Background: an optimization exercise with open tools, aiming at small area, a short achievable clock period and few clock cycles per item. Do not read the settings as production practice.
Where RTL was checked, it was by simulation tests only, not by an equivalence proof against the original.
The series may have gaps, and a smaller design here may also do less where the tests do not look.
Function not checked in run 2: the RTL went through the layout flow alone.

<file path="flow/run.sh">
#!/bin/bash
# synth_recipe.tcl (not shown) runs the flow's synth.tcl, then flattens the netlist and writes it again
# the make line also repeats each setting of config.mk as NAME=value (left out here)
make -C /OpenROAD-flow-scripts/flow DESIGN_CONFIG=/design/flow/config.mk WORK_HOME=/design/flow/orfs CLKGATE_MAP_FILE= SYNTH_SCRIPT=/design/flow/synth_recipe.tcl finish
</file>
<file path="flow/config.mk">
export PLATFORM = sky130hd
export DESIGN_NAME = iir_orde1_axis_wrapper
export DESIGN_NICKNAME = iir_orde1_axis_wrapper
export VERILOG_FILES = /design/flow/design.v
export SDC_FILE = /design/flow/constraint.sdc
export NUM_CORES = 4
export LEC_CHECK = 0
export CAP_MARGIN = 20
export CORE_MARGIN = 2
export CORE_UTILIZATION = 40
export SLEW_MARGIN = 20
</file>
<file path="flow/constraint.sdc">
create_clock -name core_clock -period 15.0 [get_ports {aclk}]
set_input_delay 3.0000 -clock core_clock [delete_from_list [all_inputs] [get_ports {aclk}]]
set_output_delay 3.0000 -clock core_clock [all_outputs]
set_load 0.01 [all_outputs]
</file>
<file path="flow/design.v">
`timescale 1ns / 1ps
module iir_orde1_core #(
    parameter integer ACC_W = 64   
)(
    input  wire clk,
    input  wire rst,          
    input  wire en,           
    input  wire clear_state,  
    input  wire signed [15:0] x_in,   
    output reg  signed [15:0] y_out,  
    input  wire signed [15:0] a0,     
    input  wire signed [15:0] a1,     
    input  wire signed [15:0] b1      
);
    reg signed [15:0] x1;   
    reg signed [15:0] y1;   
    reg signed [ACC_W-1:0] acc_comb;  
    reg signed [15:0]      y_next;    
    always @(posedge clk) begin
        if (rst) begin
            x1    <= 0;
            y1    <= 0;
            y_out <= 0;
        end else if (en) begin
            if (clear_state) begin
                x1    <= 0;
                y1    <= 0;
                y_out <= 0;
            end else begin
                acc_comb = $signed(x_in) * a0 +
                           $signed(x1)   * a1 +
                           $signed(y1)   * b1;
                if ((acc_comb >>> 15) > 32767)
                    y_next = 16'sd32767;
                else if ((acc_comb >>> 15) < -32768)
                    y_next = -16'sd32768;
                else
                    y_next = acc_comb[30:15];
                y_out <= y_next;
                x1    <= x_in;
                y1    <= y_next;
            end
        end
    end
endmodule
`timescale 1ns / 1ps
module iir_orde1_axis_wrapper #(
    parameter integer C_S_AXI_DATA_WIDTH = 32,
    parameter integer C_S_AXI_ADDR_WIDTH = 4,
    parameter integer DATA_WIDTH         = 32   
)(
    input  wire aclk,
    input  wire aresetn,   
    input  wire [DATA_WIDTH-1:0] s_axis_tdata,
    input  wire                  s_axis_tvalid,
    output wire                  s_axis_tready,
    input  wire                  s_axis_tlast,
    output wire [DATA_WIDTH-1:0] m_axis_tdata,
    output reg                   m_axis_tvalid,
    input  wire                  m_axis_tready,
    output reg                   m_axis_tlast,
    input  wire [C_S_AXI_ADDR_WIDTH-1:0] s_axi_awaddr,
    input  wire                          s_axi_awvalid,
    output wire                          s_axi_awready,
    input  wire [C_S_AXI_DATA_WIDTH-1:0] s_axi_wdata,
    input  wire [C_S_AXI_DATA_WIDTH/8-1:0] s_axi_wstrb,
    input  wire                          s_axi_wvalid,
    output wire                          s_axi_wready,
    output wire [1:0]                    s_axi_bresp,
    output wire                          s_axi_bvalid,
    input  wire                          s_axi_bready,
    input  wire [C_S_AXI_ADDR_WIDTH-1:0] s_axi_araddr,
    input  wire                          s_axi_arvalid,
    output wire                          s_axi_arready,
    output wire [C_S_AXI_DATA_WIDTH-1:0] s_axi_rdata,
    output wire [1:0]                    s_axi_rresp,
    output wire                          s_axi_rvalid,
    input  wire                          s_axi_rready
);
    reg [C_S_AXI_DATA_WIDTH-1:0] reg_ctrl;
    reg [C_S_AXI_DATA_WIDTH-1:0] reg_a0;
    reg [C_S_AXI_DATA_WIDTH-1:0] reg_a1;
    reg [C_S_AXI_DATA_WIDTH-1:0] reg_b1;
    reg axi_awready;
    reg axi_wready;
    reg [1:0] axi_bresp;
    reg axi_bvalid;
    reg axi_arready;
    reg [C_S_AXI_DATA_WIDTH-1:0] axi_rdata;
    reg axi_rvalid;
    reg aw_en;   
    assign s_axi_awready = axi_awready;
    assign s_axi_wready  = axi_wready;
    assign s_axi_bresp   = axi_bresp;
    assign s_axi_bvalid  = axi_bvalid;
    assign s_axi_arready = axi_arready;
    assign s_axi_rdata   = axi_rdata;
    assign s_axi_rresp   = 2'b00;   
    assign s_axi_rvalid  = axi_rvalid;
    always @(posedge aclk) begin
        if (!aresetn) begin
            axi_awready <= 1'b0;
            axi_wready  <= 1'b0;
            axi_bvalid  <= 1'b0;
            axi_bresp   <= 2'b0;
            aw_en       <= 1'b1;
            reg_ctrl    <= 32'h0000_0001;  
            reg_a0      <= 32'd0;
            reg_a1      <= 32'd0;
            reg_b1      <= 32'd0;
        end else begin
            if (~axi_awready && s_axi_awvalid && aw_en) begin
                axi_awready <= 1'b1;
                aw_en       <= 1'b0;
            end else begin
                axi_awready <= 1'b0;
            end
            if (~axi_wready && s_axi_wvalid) begin
                axi_wready <= 1'b1;
            end else begin
                axi_wready <= 1'b0;
            end
            if (axi_awready && s_axi_awvalid &&
                axi_wready  && s_axi_wvalid &&
                ~axi_bvalid) begin
                axi_bvalid <= 1'b1;
                axi_bresp  <= 2'b00;
                case (s_axi_awaddr[3:2])
                    2'h0: reg_ctrl <= s_axi_wdata;
                    2'h1: reg_a0   <= s_axi_wdata;
                    2'h2: reg_a1   <= s_axi_wdata;
                    2'h3: reg_b1   <= s_axi_wdata;
                    default: ;
                endcase
            end else if (s_axi_bready && axi_bvalid) begin
                axi_bvalid <= 1'b0;
                aw_en      <= 1'b1;
            end
        end
    end
    always @(posedge aclk) begin
        if (!aresetn) begin
            axi_arready <= 1'b0;
            axi_rvalid  <= 1'b0;
            axi_rdata   <= 32'd0;
        end else begin
            if (~axi_arready && s_axi_arvalid)
                axi_arready <= 1'b1;
            else
                axi_arready <= 1'b0;
            if (axi_arready && s_axi_arvalid && ~axi_rvalid) begin
                axi_rvalid <= 1'b1;
                case (s_axi_araddr[3:2])
                    2'h0: axi_rdata <= reg_ctrl;
                    2'h1: axi_rdata <= reg_a0;
                    2'h2: axi_rdata <= reg_a1;
                    2'h3: axi_rdata <= reg_b1;
                    default: axi_rdata <= 32'd0;
                endcase
            end else if (axi_rvalid && s_axi_rready) begin
                axi_rvalid <= 1'b0;
            end
        end
    end
    wire soft_enable_bit = reg_ctrl[0];
    wire soft_clear      = reg_ctrl[1];
    wire core_reset      = ~aresetn;
    wire axis_handshake_ok =
        s_axis_tvalid && (m_axis_tready || !m_axis_tvalid);
    wire core_enable_signal =
        axis_handshake_ok && soft_enable_bit;
    assign s_axis_tready =
        (m_axis_tready || !m_axis_tvalid) && soft_enable_bit;
    wire signed [15:0] data_in_L = s_axis_tdata[31:16];
    wire signed [15:0] data_in_R = s_axis_tdata[15:0];
    wire signed [15:0] data_out_L;
    wire signed [15:0] data_out_R;
    iir_orde1_core #(.ACC_W(64)) core_left (
        .clk        (aclk),
        .rst        (core_reset),
        .en         (core_enable_signal),
        .clear_state(soft_clear),
        .x_in       (data_in_L),
        .y_out      (data_out_L),
        .a0         (reg_a0[15:0]),
        .a1         (reg_a1[15:0]),
        .b1         (reg_b1[15:0])
    );
    iir_orde1_core #(.ACC_W(64)) core_right (
        .clk        (aclk),
        .rst        (core_reset),
        .en         (core_enable_signal),
        .clear_state(soft_clear),
        .x_in       (data_in_R),
        .y_out      (data_out_R),
        .a0         (reg_a0[15:0]),
        .a1         (reg_a1[15:0]),
        .b1         (reg_b1[15:0])
    );
    always @(posedge aclk) begin
        if (!aresetn) begin
            m_axis_tvalid <= 1'b0;
            m_axis_tlast  <= 1'b0;
        end else if (m_axis_tready || !m_axis_tvalid) begin
            m_axis_tvalid <= s_axis_tvalid && soft_enable_bit;
            m_axis_tlast  <= s_axis_tlast;
        end
    end
    assign m_axis_tdata = {data_out_L, data_out_R};
endmodule
</file>
Figure 1. M2 wires (run 1).
Scale bar: 100 um.
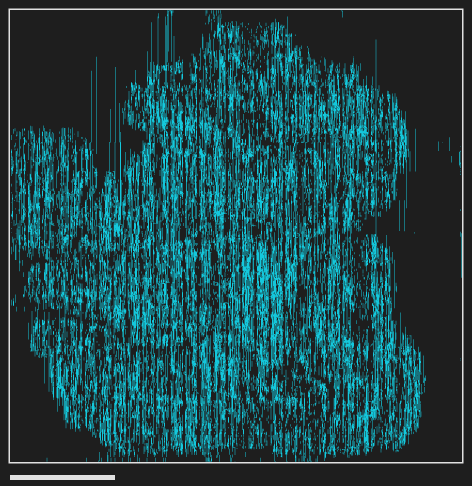
8853 nets have wire on it. The wires run mostly vertical. The layer holds 47% of the routed length. The longest straight run is 207 um. The layer carries 95.3 mm of wire.

Figure 2. Track usage over the die (run 1).
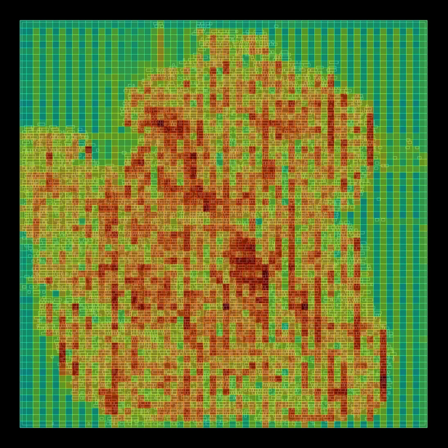
Routed WL per cell: 19.36 um
total track usage: 22.70%
GR peak layer: met2

==> out/metrics.cfg, run 1 <==
[detailed_routing]
vias=53110
detail-route-antenna-nets=0
dr.pass1.iters=5
drt-total-wl_um=203300

[final_layout]
n_all_buffers=535
diodes=0
final_area_um2=79960
area_growth_syn_to_layout_pct=10.61
inv_count=1863
layout_common_cells=inv_1, fa_1, nand2_1, and2_1, ha_1
regArea_um2=4649
drive_gt1_share_pct=6.874

[global_routing]
antenna_found_initial=15
met3_usage_pct=3.972
grt_pass1_wl_um=328400
grt.overflow.total=0
met2_usage_pct=38.12
grt_max_degree=128

[synthesis]
synthArstFlopShare_pct=0
synth.largest_area_cell=fa_1
synth_top_family_by_area=adder cells
muxShareOfSynthArea_pct=1.052
syn-cell-area_um2=72290
ys_warn_count=2

[timing]
hold_slack_ns=0.4377
timing.final.ws_setup_ns=0.2946
fmax_ghz=0.06800
setup_viol=0
worst_pin_slew_ns=1.215
post-route-period-util_pct=98.04
maxSlewHeadroom_pct=18.91
setup_tns_ns=0
skew_ns=0.03534

[floorplanning]
dieArea_um2=184100
io_pins=162
core_um2=180200
start_util_pct=40.13
die_w_um=429.1
rows=156

[critical_path]
cp_slowest_stage_delay_ns=0.58
worstPathMaxFanout=7
regToRegEndpoint=core_left.y1[9]
crit_arrival_ns=15.24
rr_startpoint=reg_a1[7]
worst_setup_path_end_kind=flip-flop

[place]
io_buffers=149
place_ws_ns=-0.5928
gp_congestion=0.9218

[run]
cap_violations=0

[clocking]
numCtsBuffers=31
clockBufferDepth=3
path_clk_slew_ns=0.06
clkSinkCount=232
cts_tree=done

[worst_hold_path]
holdCritPathClass=reg -> reg
hold_end=axi_arready

[status]
status=timing/DRC/antenna clean

Testbench counts for the RTL of run 1, summed over its fixed seeds: cycles 4,128, items 4,096.
Figure 3. Placement by cell class (run 1).
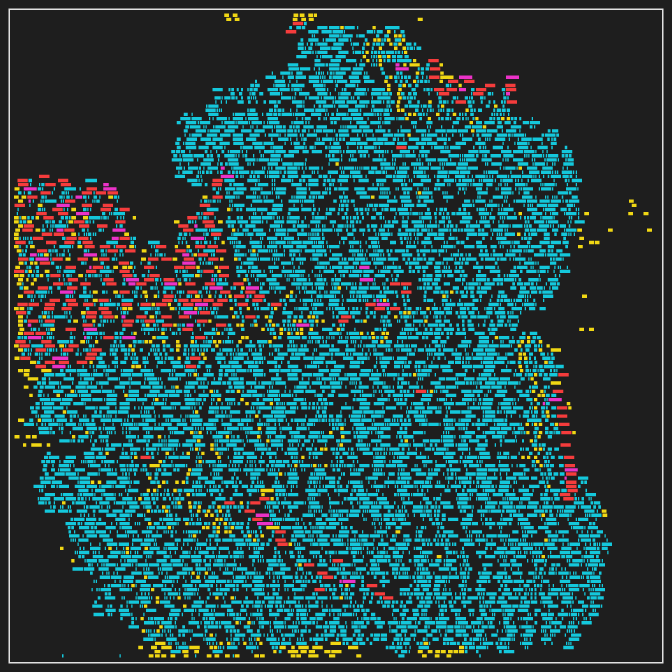
Key: magenta = clock drivers and dummy loads [cells 58, share of their area 1.4%]; yellow = remaining buffers and delay cells [cells 535, share of their area 6.1%]; cyan = remaining logic cells [cells 7307, share of their area 86%]; red = sequential cells [cells 232, share of their area 6.0%]
Util after Layout: 44.38%
fraction of area in registers: 5.815%

-- run 1: through the flow --
| step | util, % |
|---|---|
| floorplan | - |
| global placement | 43.50 |
| detailed placement | 43.50 |
| CTS | 44.09 |
| global route | 44.38 |
| finish | 44.38 |
-- run 1: routing by layer --
layer	routed length, um	part of all wire, %
met1	86640	43
met2	95310	47
met3	14810	7.3
met4	6481	3.2
met5	112	0.055
-- run 1: what timing repair did --
| action | in CTS | in global routing |
|---|---|---|
| setup buffers | 0 | 13 |
| endpoints found under the hold margin | 0 | 0 |
| hold buffers | 0 | 0 |
| endpoints found under the setup margin | 0 | 30 |
| gates resized for setup | 0 | 61 |
--- run 2: outline of the changes from run 1 ---
flow/design.v: 210 -> 1462 lines; modules unchanged: 0
  iir_orde1_core: edited, 44 -> 1262 lines
  iir_orde1_axis_wrapper: edited, 164 -> 198 lines
==> module iir_orde1_axis_wrapper as of run 2 <==
module iir_orde1_axis_wrapper #(
    parameter integer C_S_AXI_DATA_WIDTH = 32,
    parameter integer C_S_AXI_ADDR_WIDTH = 4,
    parameter integer DATA_WIDTH         = 32   
)(
    input  wire aclk,
    input  wire aresetn,   
    input  wire [DATA_WIDTH-1:0] s_axis_tdata,
    input  wire                  s_axis_tvalid,
    output wire                  s_axis_tready,
    input  wire                  s_axis_tlast,
    output wire [DATA_WIDTH-1:0] m_axis_tdata,
    output reg                   m_axis_tvalid,
    input  wire                  m_axis_tready,
    output reg                   m_axis_tlast,
    input  wire [C_S_AXI_ADDR_WIDTH-1:0] s_axi_awaddr,
    input  wire                          s_axi_awvalid,
    output wire                          s_axi_awready,
    input  wire [C_S_AXI_DATA_WIDTH-1:0] s_axi_wdata,
    input  wire [C_S_AXI_DATA_WIDTH/8-1:0] s_axi_wstrb,
    input  wire                          s_axi_wvalid,
    output wire                          s_axi_wready,
    output wire [1:0]                    s_axi_bresp,
    output wire                          s_axi_bvalid,
    input  wire                          s_axi_bready,
    input  wire [C_S_AXI_ADDR_WIDTH-1:0] s_axi_araddr,
    input  wire                          s_axi_arvalid,
    output wire                          s_axi_arready,
    output wire [C_S_AXI_DATA_WIDTH-1:0] s_axi_rdata,
    output wire [1:0]                    s_axi_rresp,
    output wire                          s_axi_rvalid,
    input  wire                          s_axi_rready
);
    reg [C_S_AXI_DATA_WIDTH-1:0] reg_ctrl;
    reg [C_S_AXI_DATA_WIDTH-1:0] reg_a0;
    reg [C_S_AXI_DATA_WIDTH-1:0] reg_a1;
    reg [C_S_AXI_DATA_WIDTH-1:0] reg_b1;
    reg axi_awready;
    reg axi_wready;
    reg axi_bvalid;
    reg axi_arready;
    reg [C_S_AXI_DATA_WIDTH-1:0] axi_rdata;
    reg axi_rvalid;
    reg aw_en;   
    assign s_axi_awready = axi_awready;
    assign s_axi_wready  = axi_wready;
    assign s_axi_bresp   = 2'b00;   
    assign s_axi_bvalid  = axi_bvalid;
    assign s_axi_arready = axi_arready;
    assign s_axi_rdata   = axi_rdata;
    assign s_axi_rresp   = 2'b00;   
    assign s_axi_rvalid  = axi_rvalid;
    wire reg_write = axi_awready && s_axi_awvalid &&
                     axi_wready  && s_axi_wvalid && ~axi_bvalid;
    always @(posedge aclk) begin
        if (!aresetn) begin
            axi_awready <= 1'b0;
            axi_wready  <= 1'b0;
            axi_bvalid  <= 1'b0;
            aw_en       <= 1'b1;
            reg_ctrl    <= 32'h0000_0001;  
            reg_a0      <= 32'd0;
            reg_a1      <= 32'd0;
            reg_b1      <= 32'd0;
        end else begin
            if (~axi_awready && s_axi_awvalid && aw_en) begin
                axi_awready <= 1'b1;
                aw_en       <= 1'b0;
            end else begin
                axi_awready <= 1'b0;
            end
            if (~axi_wready && s_axi_wvalid) begin
                axi_wready <= 1'b1;
            end else begin
                axi_wready <= 1'b0;
            end
            if (reg_write) begin
                axi_bvalid <= 1'b1;
                case (s_axi_awaddr[3:2])
                    2'h0: reg_ctrl <= s_axi_wdata;
                    2'h1: reg_a0   <= s_axi_wdata;
                    2'h2: reg_a1   <= s_axi_wdata;
                    2'h3: reg_b1   <= s_axi_wdata;
                    default: ;
                endcase
            end else if (s_axi_bready && axi_bvalid) begin
                axi_bvalid <= 1'b0;
                aw_en      <= 1'b1;
            end
        end
    end
    always @(posedge aclk) begin
        if (!aresetn) begin
            axi_arready <= 1'b0;
            axi_rvalid  <= 1'b0;
            axi_rdata   <= 32'd0;
        end else begin
            if (~axi_arready && s_axi_arvalid)
                axi_arready <= 1'b1;
            else
                axi_arready <= 1'b0;
            if (axi_arready && s_axi_arvalid && ~axi_rvalid) begin
                axi_rvalid <= 1'b1;
                case (s_axi_araddr[3:2])
                    2'h0: axi_rdata <= reg_ctrl;
                    2'h1: axi_rdata <= reg_a0;
                    2'h2: axi_rdata <= reg_a1;
                    2'h3: axi_rdata <= reg_b1;
                    default: axi_rdata <= 32'd0;
                endcase
            end else if (axi_rvalid && s_axi_rready) begin
                axi_rvalid <= 1'b0;
            end
        end
    end
    wire go = ~m_axis_tvalid | m_axis_tready;
    reg        rdy;                  
    reg        sk_v, sk_last, sk_clr;
    reg [31:0] sk_d;                 
    reg        x_v, x_last, x_clr;
    reg [31:0] x_d;                  
    reg        p_v, p_last, p_clr;   
    assign s_axis_tready = rdy;
    wire accept = s_axis_tvalid & rdy;
    wire ctrl0_next = (reg_write && s_axi_awaddr[3:2] == 2'h0) ?
                      s_axi_wdata[0] : reg_ctrl[0];
    wire sk_v_next  = ~go & (sk_v | accept);
    always @(posedge aclk) begin
        if (!aresetn) begin
            rdy           <= 1'b1;
            sk_v          <= 1'b0;
            x_v           <= 1'b0;
            p_v           <= 1'b0;
            m_axis_tvalid <= 1'b0;
        end else begin
            rdy  <= ctrl0_next & ~sk_v_next;
            sk_v <= sk_v_next;
            if (go) begin
                x_v           <= sk_v | accept;
                p_v           <= x_v;
                m_axis_tvalid <= p_v;
            end
        end
    end
    always @(posedge aclk) begin
        if (~go & accept) begin
            sk_d    <= s_axis_tdata;
            sk_last <= s_axis_tlast;
            sk_clr  <= reg_ctrl[1];
        end
        if (go) begin
            if (sk_v) begin
                x_d    <= sk_d;
                x_last <= sk_last;
                x_clr  <= sk_clr;
            end else begin
                x_d    <= s_axis_tdata;
                x_last <= s_axis_tlast;
                x_clr  <= reg_ctrl[1];
            end
            p_last       <= x_last;
            p_clr        <= x_clr;
            m_axis_tlast <= p_last;
        end
    end
    wire core_reset = ~aresetn;
    wire [15:0] data_out_L;
    wire [15:0] data_out_R;
    iir_orde1_core core_left (
        .clk   (aclk),
        .rst   (core_reset),
        .go    (go),
        .xv    (x_v),
        .xclr  (x_clr),
        .pv    (p_v),
        .pclr  (p_clr),
        .x_in  (x_d[31:16]),
        .a0    (reg_a0[15:0]),
        .a1    (reg_a1[15:0]),
        .b1    (reg_b1[15:0]),
        .y_out (data_out_L)
    );
    iir_orde1_core core_right (
        .clk   (aclk),
        .rst   (core_reset),
        .go    (go),
        .xv    (x_v),
        .xclr  (x_clr),
        .pv    (p_v),
        .pclr  (p_clr),
        .x_in  (x_d[15:0]),
        .a0    (reg_a0[15:0]),
        .a1    (reg_a1[15:0]),
        .b1    (reg_b1[15:0]),
        .y_out (data_out_R)
    );
    assign m_axis_tdata = {data_out_L, data_out_R};
endmodule
Figure 4. Cell sizes after repair (run 2).
Scale bar: 100 um.
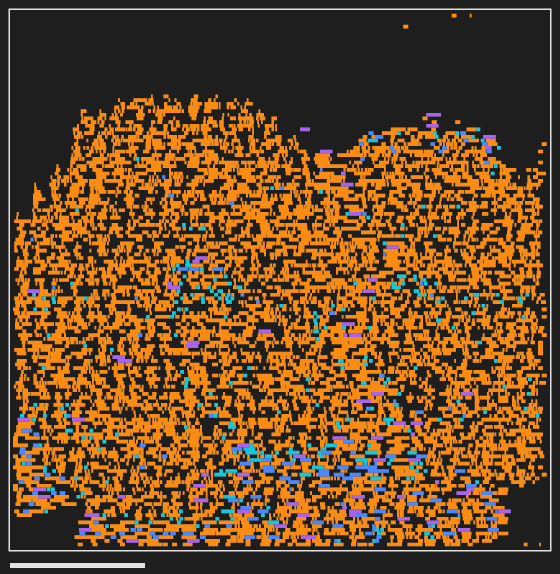
Key: blue = x2 [cells 140, share 1.7%]; orange = x1 and smaller [cells 7848, share 94%]; purple = x6 and larger [cells 67, share 0.81%]; cyan = x3 and x4 [cells 257, share 3.1%]

Figure 5. Placement by cell class (run 2).
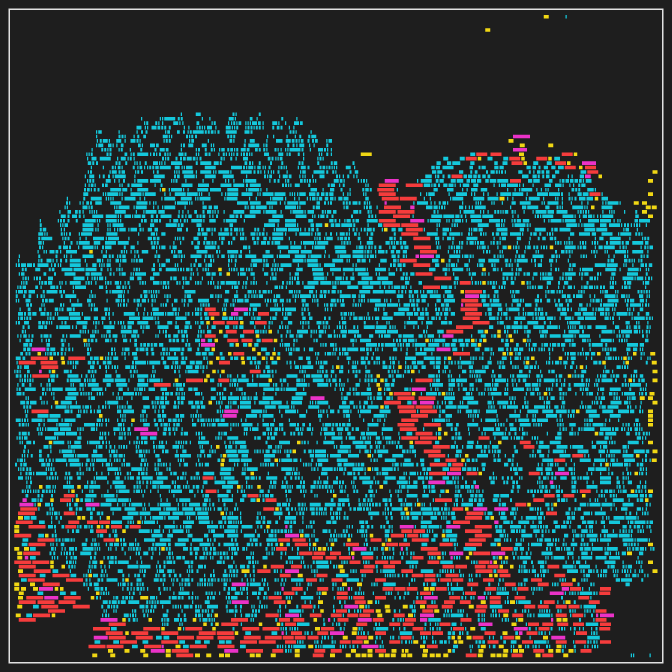
Key: red = sequential cells [cells 372, share of their area 14%]; cyan = remaining logic cells [cells 7488, share of their area 79%]; yellow = remaining buffers and delay cells [cells 369, share of their area 4.9%]; magenta = clock drivers and dummy loads [cells 83, share of their area 2.4%]
Util after Layout: 42.79%
fraction of area in registers: 13.35%
core footprint: 155800 um^2

==> run 2 against run 1 <==
Still clean. Clock-buffer cell count increased by 15. First-iteration DRC count is 130% higher.
==> out/metrics.cfg, run 2 <==
[place]
io_buffers=149  ; unchanged
place_ws_ns=5.833  ; +6.426 ns

[floorplanning]
io_pins=162  ; unchanged
dieArea_um2=159900  ; -13%
die_w_um=399.9  ; -6.8%

[timing]
setup_tns_ns=0  ; unchanged
setup_viol=0  ; unchanged
post-route-period-util_pct=62.71  ; -35 points
maxSlewHeadroom_pct=22.60  ; +3.7 points
fmax_ghz=0.1063  ; +56%
worst_pin_slew_ns=1.149  ; -0.06586 ns

[clocking]
cts_tree=done
numCtsBuffers=45  ; +45%
cts.repair.resized=0  ; unchanged
hold_buffers=0  ; unchanged
clkSinkCount=372  ; +60%
clockBufferDepth=3  ; unchanged

[critical_path]
worst_setup_path_end_kind=flip-flop
crit_arrival_ns=9.77  ; -5.47 ns
worstPathMaxFanout=44  ; +37
cp_slowest_stage_delay_ns=0.88  ; +0.30 ns

[detailed_routing]
wl_per_cell_um=22.57  ; +17%
drt-total-wl_um=234200  ; +15%
detail-route-antenna-nets=0  ; unchanged
dr.pass1.iters=7  ; +2

[worst_hold_path]
hold_end=m_axis_tlast
holdCritPathClass=reg -> reg

[final_layout]
area_growth_syn_to_layout_pct=6.354

[status]
status=timing/DRC/antenna clean

[global_routing]
grt_pass1_wl_um=355600  ; +8.3%
grt_max_degree=141  ; +10%
antenna_found_initial=8  ; -7

[synthesis]
syn-cell-area_um2=62690  ; -13%
synth.largest_area_cell=fa_1

Figure 6. Cell placement (run 2).
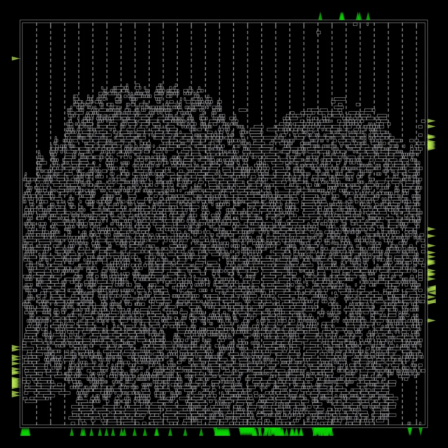
Rows: 145
non-filler cells in the finished layout: 10380
filler instances: 15840

run 2: cell types whose count changed after synthesis, moves of 535 or more:
cell	before	now
fa_1	1732	660
nor2_1	139	690
a21oi_1	172	1003
and2_1	652	33
inv_1	1863	808
o21ai_0	72	607
nand2_1	1199	1867
run 2: kinds of logic after synthesis:
family | synth area share, %
muxes | 2.329
xor gates and xnor gates | 3.032
other | 0.005981
buffers and inverters | 10.60
and+or+nand+nor | 17.59
AOI/OAI and AO/OA | 24.22
DFF | 14.07
adders and majority gates | 28.16
run 2: per-layer routing:
metal  part of all wire [%]  routed length (um)
met1                     41               94990
met2                     44              103300
met3                    9.2               21580
met4                    6.1               14310
met5                  0.013                  30
run 2: area by class of cell:
type | instances | area (um^2)
clock inverters | 27 | 334.1
repair buffers | 369 | 3166
fillers | 15840 | 89170
diodes | 7 | 17.52
clock buffers | 56 | 1232
well taps | 2058 | 2575
flip-flops and latches | 372 | 8899
multi-input cells | 6676 | 47400
inverters | 812 | 3058

[afterwards: timing with drivers on the ports]
The flow's constraints put no driver on any port. The routed layouts listed below were extracted and timed again, unchanged, in two steps. Step 1, drivers: a clkbuf_16 drives aclk and a buf_2 each remaining input, both assumed. Step 2 also shifts input and output timing later by t, the mid clock arrival at the registers, as if the neighbouring blocks saw the same clock. a / b / c = no drivers / after step 1 / after step 2; a / b = the first two.
run	shift t [ns]	slack for setup (ns)	clock arrival spread, ns	worst slew at a driven data input, ns
run 1	0.717	0.295 / 0.332 / -0.385	0.036 / 0.036	0.14
run 2	0.719	5.593 / 5.593 / 5.593	0.034 / 0.034	0.11
With both steps, setup timing fails in run 1, where it was met with ideal ports. The setup slack of run 1, which loses most, moves by +0.037 ns with the drivers and by -0.680 ns with both steps.
